Source: an optimization exercise on an open RTL-to-GDS flow (aim: small area and a short achievable clock period). Production flows keep margins and buffers that such runs may drop. At most, simulation tests tie the RTL to the original design; equivalence was not proved. Not every run is shown, and edits may drop behaviour that the tests do not exercise. For run 2, only the layout was checked, not whether the RTL still works.

## config.mk

```make
export PLATFORM = sky130hd
export DESIGN_NAME = PE
export DESIGN_NICKNAME = PE
export VERILOG_FILES = /design/flow/design.v
export SDC_FILE = /design/flow/constraint.sdc
export NUM_CORES = 4
export LEC_CHECK = 0
export CAP_MARGIN = 20
export CORE_MARGIN = 2
export CORE_UTILIZATION = 40
export SLEW_MARGIN = 20
```

## constraint.sdc

```tcl
create_clock -name core_clock -period 10.0 [get_ports {clk}]
set_input_delay 2.0000 -clock core_clock [delete_from_list [all_inputs] [get_ports {clk}]]
set_output_delay 2.0000 -clock core_clock [all_outputs]
set_load 0.01 [all_outputs]
```

## design.v

```verilog
module PE#(
    parameter d_width = 32,
    parameter a_width = 8,
    parameter iact_size =  5,
    parameter kernel_size = 3
)
(
    input start,
    input clk, rst_n,
    input [d_width -1 : 0] weight,
    input [d_width -1 : 0] iact,
    output reg load_weight,
    output reg load_iact,
    output reg done,
    output reg [d_width -1 : 0] pe_out
);
    reg [2:0] state, next_state;
    parameter S0 = 3'd0;
    parameter S1 = 3'd1;
    parameter S2 = 3'd2;
    parameter S3 = 3'd3;
    parameter S4 = 3'd4;
    reg [d_width -1 : 0] buffer_iact [0:4];
    reg [d_width -1 : 0] buffer_weight[0:4];
    reg [d_width -1 : 0] buffer_out[0:2];
    reg [2:0] cnt_load_iact, cnt_load_weight;
    reg [2:0] cnt_com_iact, cnt_com_weight, index_out;
    integer i;
    always@(posedge clk, negedge rst_n) begin
        if(!rst_n) begin
            state <= S0;
            cnt_com_iact <= 0;
            cnt_com_weight <= 0;
            cnt_load_iact <= 0;
            cnt_load_weight <= 0;
            index_out <= 0;
            load_iact <= 0;
            load_weight <= 0;
            done <= 0;
            pe_out <= 0;
            for (i = 0; i < 3; i = i + 1) begin
              buffer_out[i] <= 0;
            end
        end
        else begin
            case(state) 
                S0: begin 
                    done <= 0;
                    if(start) state <= S1;
                    else state <= S0;
                    cnt_com_iact <= 0;
                    cnt_com_weight <= 0;
                    cnt_load_iact <= 0;
                    cnt_load_weight <= 0;
                    index_out <= 0;
                    load_iact <= 0;
                    load_weight <= 0;
                    pe_out <= 0;
                    for (i = 0; i < 3; i = i + 1) begin
                        buffer_out[i] <= 0;
                    end
                end
                S1: begin
                    if(cnt_load_iact < iact_size) begin
                        buffer_iact[cnt_load_iact] <= iact;
                        cnt_load_iact <= cnt_load_iact + 1;
                        state <= S1;
                    end
                    else begin
                        state <= S2;
                        load_iact <= 1;
                        cnt_load_iact <= 0;
                    end
                end
                S2: begin
                    if(cnt_load_weight < kernel_size) begin
                        buffer_weight[cnt_load_weight] <= weight;
                        cnt_load_weight <= cnt_load_weight + 1;
                        state <= S2;
                    end
                    else begin
                        state <= S3;
                        load_weight <= 1;
                        cnt_load_weight <= 0;
                    end
                end
                S3: begin
                    if(cnt_com_weight < kernel_size) begin
                        buffer_out[index_out] <= buffer_out[index_out] + buffer_iact[cnt_com_iact] * buffer_weight[cnt_com_weight];                        
                        cnt_com_iact <= cnt_com_iact + 1;
                        cnt_com_weight <= cnt_com_weight +1;
                        state <= S3;
                        done <= 0;
                    end
                    else begin
                        if(index_out < (iact_size - kernel_size + 1)) begin
                            index_out <= index_out + 1;
                            cnt_com_weight <= 0;
                            cnt_com_iact <= index_out + 1;
                            done <= 1;
                            pe_out <= buffer_out[index_out];
                            state <= S3;
                        end
                        else begin
                            cnt_com_iact <= 0;
                            cnt_com_weight <= 0;
                            index_out <= 0;
                            state <= S4;
                        end
                    end
                end
                S4: begin 
                    state <= S0;
                end
                default: state <= S0;
            endcase
        end
    end
endmodule
```

## run.sh

```bash
#!/bin/bash
# synth_recipe.tcl (not shown) runs the flow's synth.tcl, then flattens the netlist and writes it again
# the make line also repeats each setting of config.mk as NAME=value (left out here)
make -C /OpenROAD-flow-scripts/flow DESIGN_CONFIG=/design/flow/config.mk WORK_HOME=/design/flow/orfs CLKGATE_MAP_FILE= SYNTH_SCRIPT=/design/flow/synth_recipe.tcl finish
```

run_1/gate_families.png
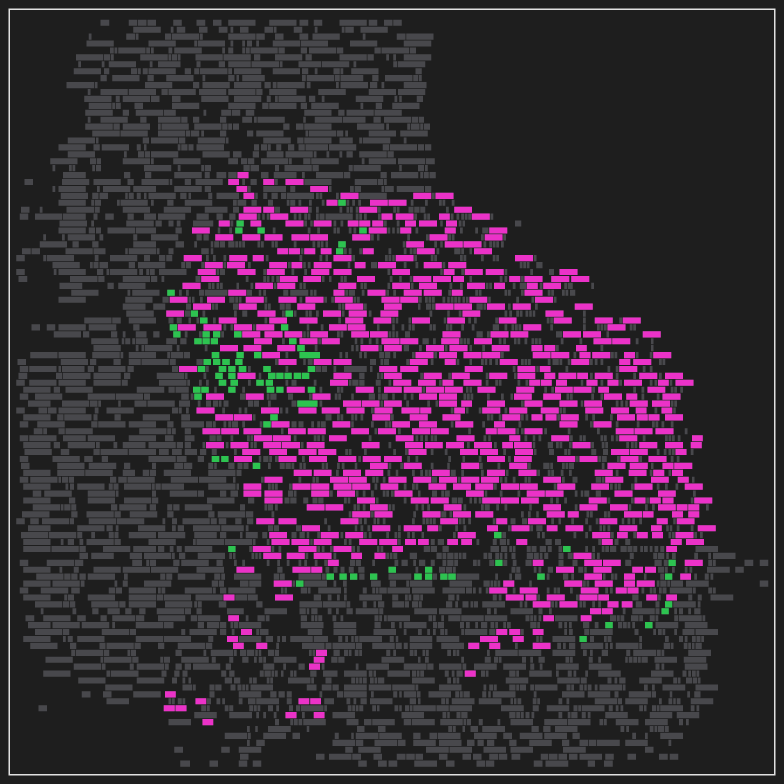
Key: XOR/XNOR gates = green [cells 83]; adder and majority cells = magenta [cells 585]

run_1/registers.png
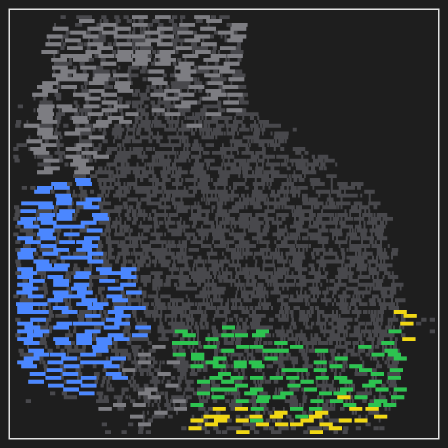
Key: buffer_out = green [sequential cells 96]; buffer_iact = blue [sequential cells 160]; pe_out = yellow [sequential cells 32]

run_1/final_routing.png
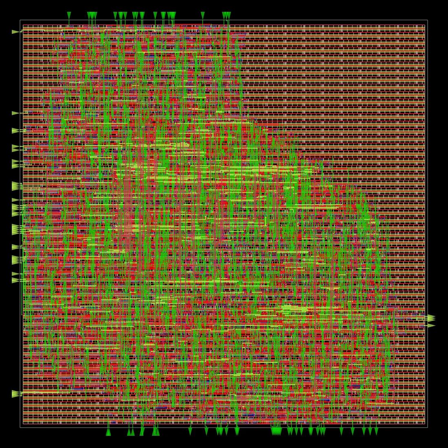
Routed WL per cell: 20.05 microns
Routed WL: 93190 microns
Top Layer Used: met4
Vias: 23720

run_1/met1.png
Bar = 100 microns. Supply wires on this layer in grey.
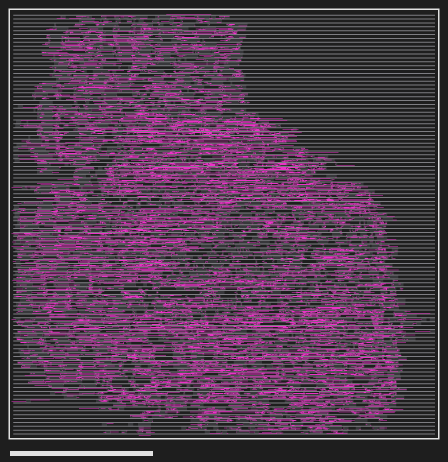
The longest straight run is 62.6 microns. 3800 nets have wire on it. The layer holds 40% of the routed length.
met1 Usage GRT: 26.41%

==> notes.md, run 1 <==
* Status: timing/DRC/antenna clean
* RSZ-0062 raised after global routing: false
* Placed cell count at 4557
* Tapcells at 1155
* Buffers, non-clock at 216
* Highest Clock Rate at 107.6 MHz
* Flops & latches, synth at 469
* Storage cell area at 0.01334 sq mm
* Most frequent cells in the layout: inv_1, fa_1, nor2_1, edfxtp_1, nand2_1
* YS warnings at 4
* Residual DRC count at 0
* Multi-input combinational area share at 48.94%
* Port Buffers at 101
* # IOs at 102
* Met2 routed WL at 45540 microns
* Largest registers: buffer_iact: 160 flops, buffer_weight: 160 flops, buffer_out: 96 flops
* ANT cells at 0
* Cells after synthesis at 3288
* Clk sinks at 469
* Largest class: multi-input gates
* Crit Path Class: reg2reg
* Setup slack, reg-to-reg at 0.71 ns
* # nets final at 4107
* Share of the synthesized area in the top cell type at 27.39%
* DR pass1 iterations at 7
* Post-CTS sizing at 0
* Top cells by count, synth: inv_1, nor2_1, fa_1
* HP Start: buffer_out[1][4]
* Worst skew pair latency at 0.62 ns
* Vias in the first global route at 24250
* Clock Pin Slew Worst Setup and Hold Paths at 0.06 ns
* Asr flop ratio synth at 31.77%
* DIE HEIGHT at 300.1 microns
* Routed wl met3 at 5593 microns
* Finished Layout Cells at 4648
==> run 2: too many edits to list; what changed since run 1 <==
design.v: 119 -> 1041 lines; modules unchanged: 0
  PE: edited, 119 -> 1041 lines
run_2/final_routing.png
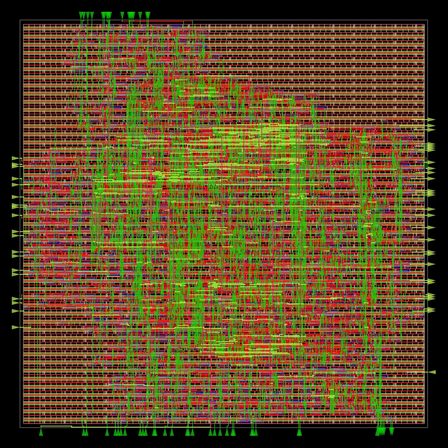
routed wl met3: 4488 microns
met2 routed WL: 32200 microns
Vias: 18410
Routed WL: 68210 microns

==> run 2 against run 1 <==
Against the previous run:
- design area down 18%
- critical path type unchanged
- clock skew fell by 0.018 ns
- critical path depth down 19
- global-route usage fell by 2.0 points
- sequential cell count is 42 higher
- sequential share of layout area shrank 1.2 points
- worst hold slack got worse by 0.16 ns
- die area fell by 18%
==> notes.md, run 2 <==
* Storage cell area at 0.01047 sq mm (-22%)
* Clk sinks at 511 (+9.0%)
* Multi-input combinational area share at 49.88% (+0.94 points)
* YS warnings at 1 (-3)
* Post-CTS sizing at 0 (unchanged)
* Status: timing/DRC/antenna clean
* Cells after synthesis at 2684 (-18%)
* HP Start: r4[8]
* DR pass1 iterations at 6 (-1)
* Most frequent cells in the layout: dfxtp_1, inv_1, fa_1, a22oi_1, xnor2_1
* Placed cell count at 3591 (-21%)
* Finished Layout Cells at 3688 (-21%)
* Buffers, non-clock at 134 (-38%)
* Clock Pin Slew Worst Setup and Hold Paths at 0.07 ns (about the same)
* Met1 Usage GRT at 25.58% (-0.83 points)
* Vias in the first global route at 20070 (-17%)
* # IOs at 102 (unchanged)
* Share of the synthesized area in the top cell type at 32.35% (+5.0 points)
* DIE HEIGHT at 272.2 microns (-9.3%)
* Asr flop ratio synth at 9.002% (-23 points)
* Crit Path Class: reg2reg
* ANT cells at 0 (unchanged)
* Port Buffers at 101 (unchanged)
run_2/metal_stack.png
Bar = 100 microns.
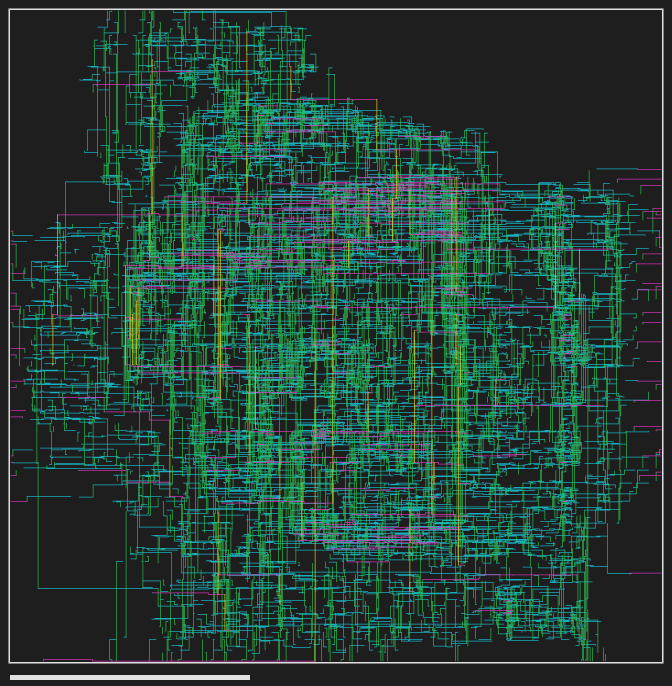
Key: met3 = magenta [wire length 4490 microns]; met4 = yellow [wire length 1670 microns]; met1 = cyan [wire length 29.8 mm]; met2 = green [wire length 32.2 mm]
Routed WL per cell: 18.49 microns
GRT Resource Usage Total: 19.00%

-- re-timing with driven ports --
The results above use ideal ports. As a check the final layouts listed here were re-extracted and re-timed, cells and wires unchanged.
Step 1: set_driving_cell puts a clkbuf_16 on clk and a buf_2 on each other input, an assumption about the parent block.
Step 2 times the ports against the registers' clock, not the clock port: input delays grow and output delays shrink by t, the midpoint of the rising clock arrivals with the driver on.
Three values: ideal ports, drivers, drivers and shift; two values: the first two.
run	t, ns	setup WS [ns]	worst slew at a driven data input, ns
run 1	0.662	0.709 / 0.709 / 0.709	0.07
run 2	0.667	6.106 / 6.106 / 6.106	0.06
After both steps every run listed still meets setup and hold.
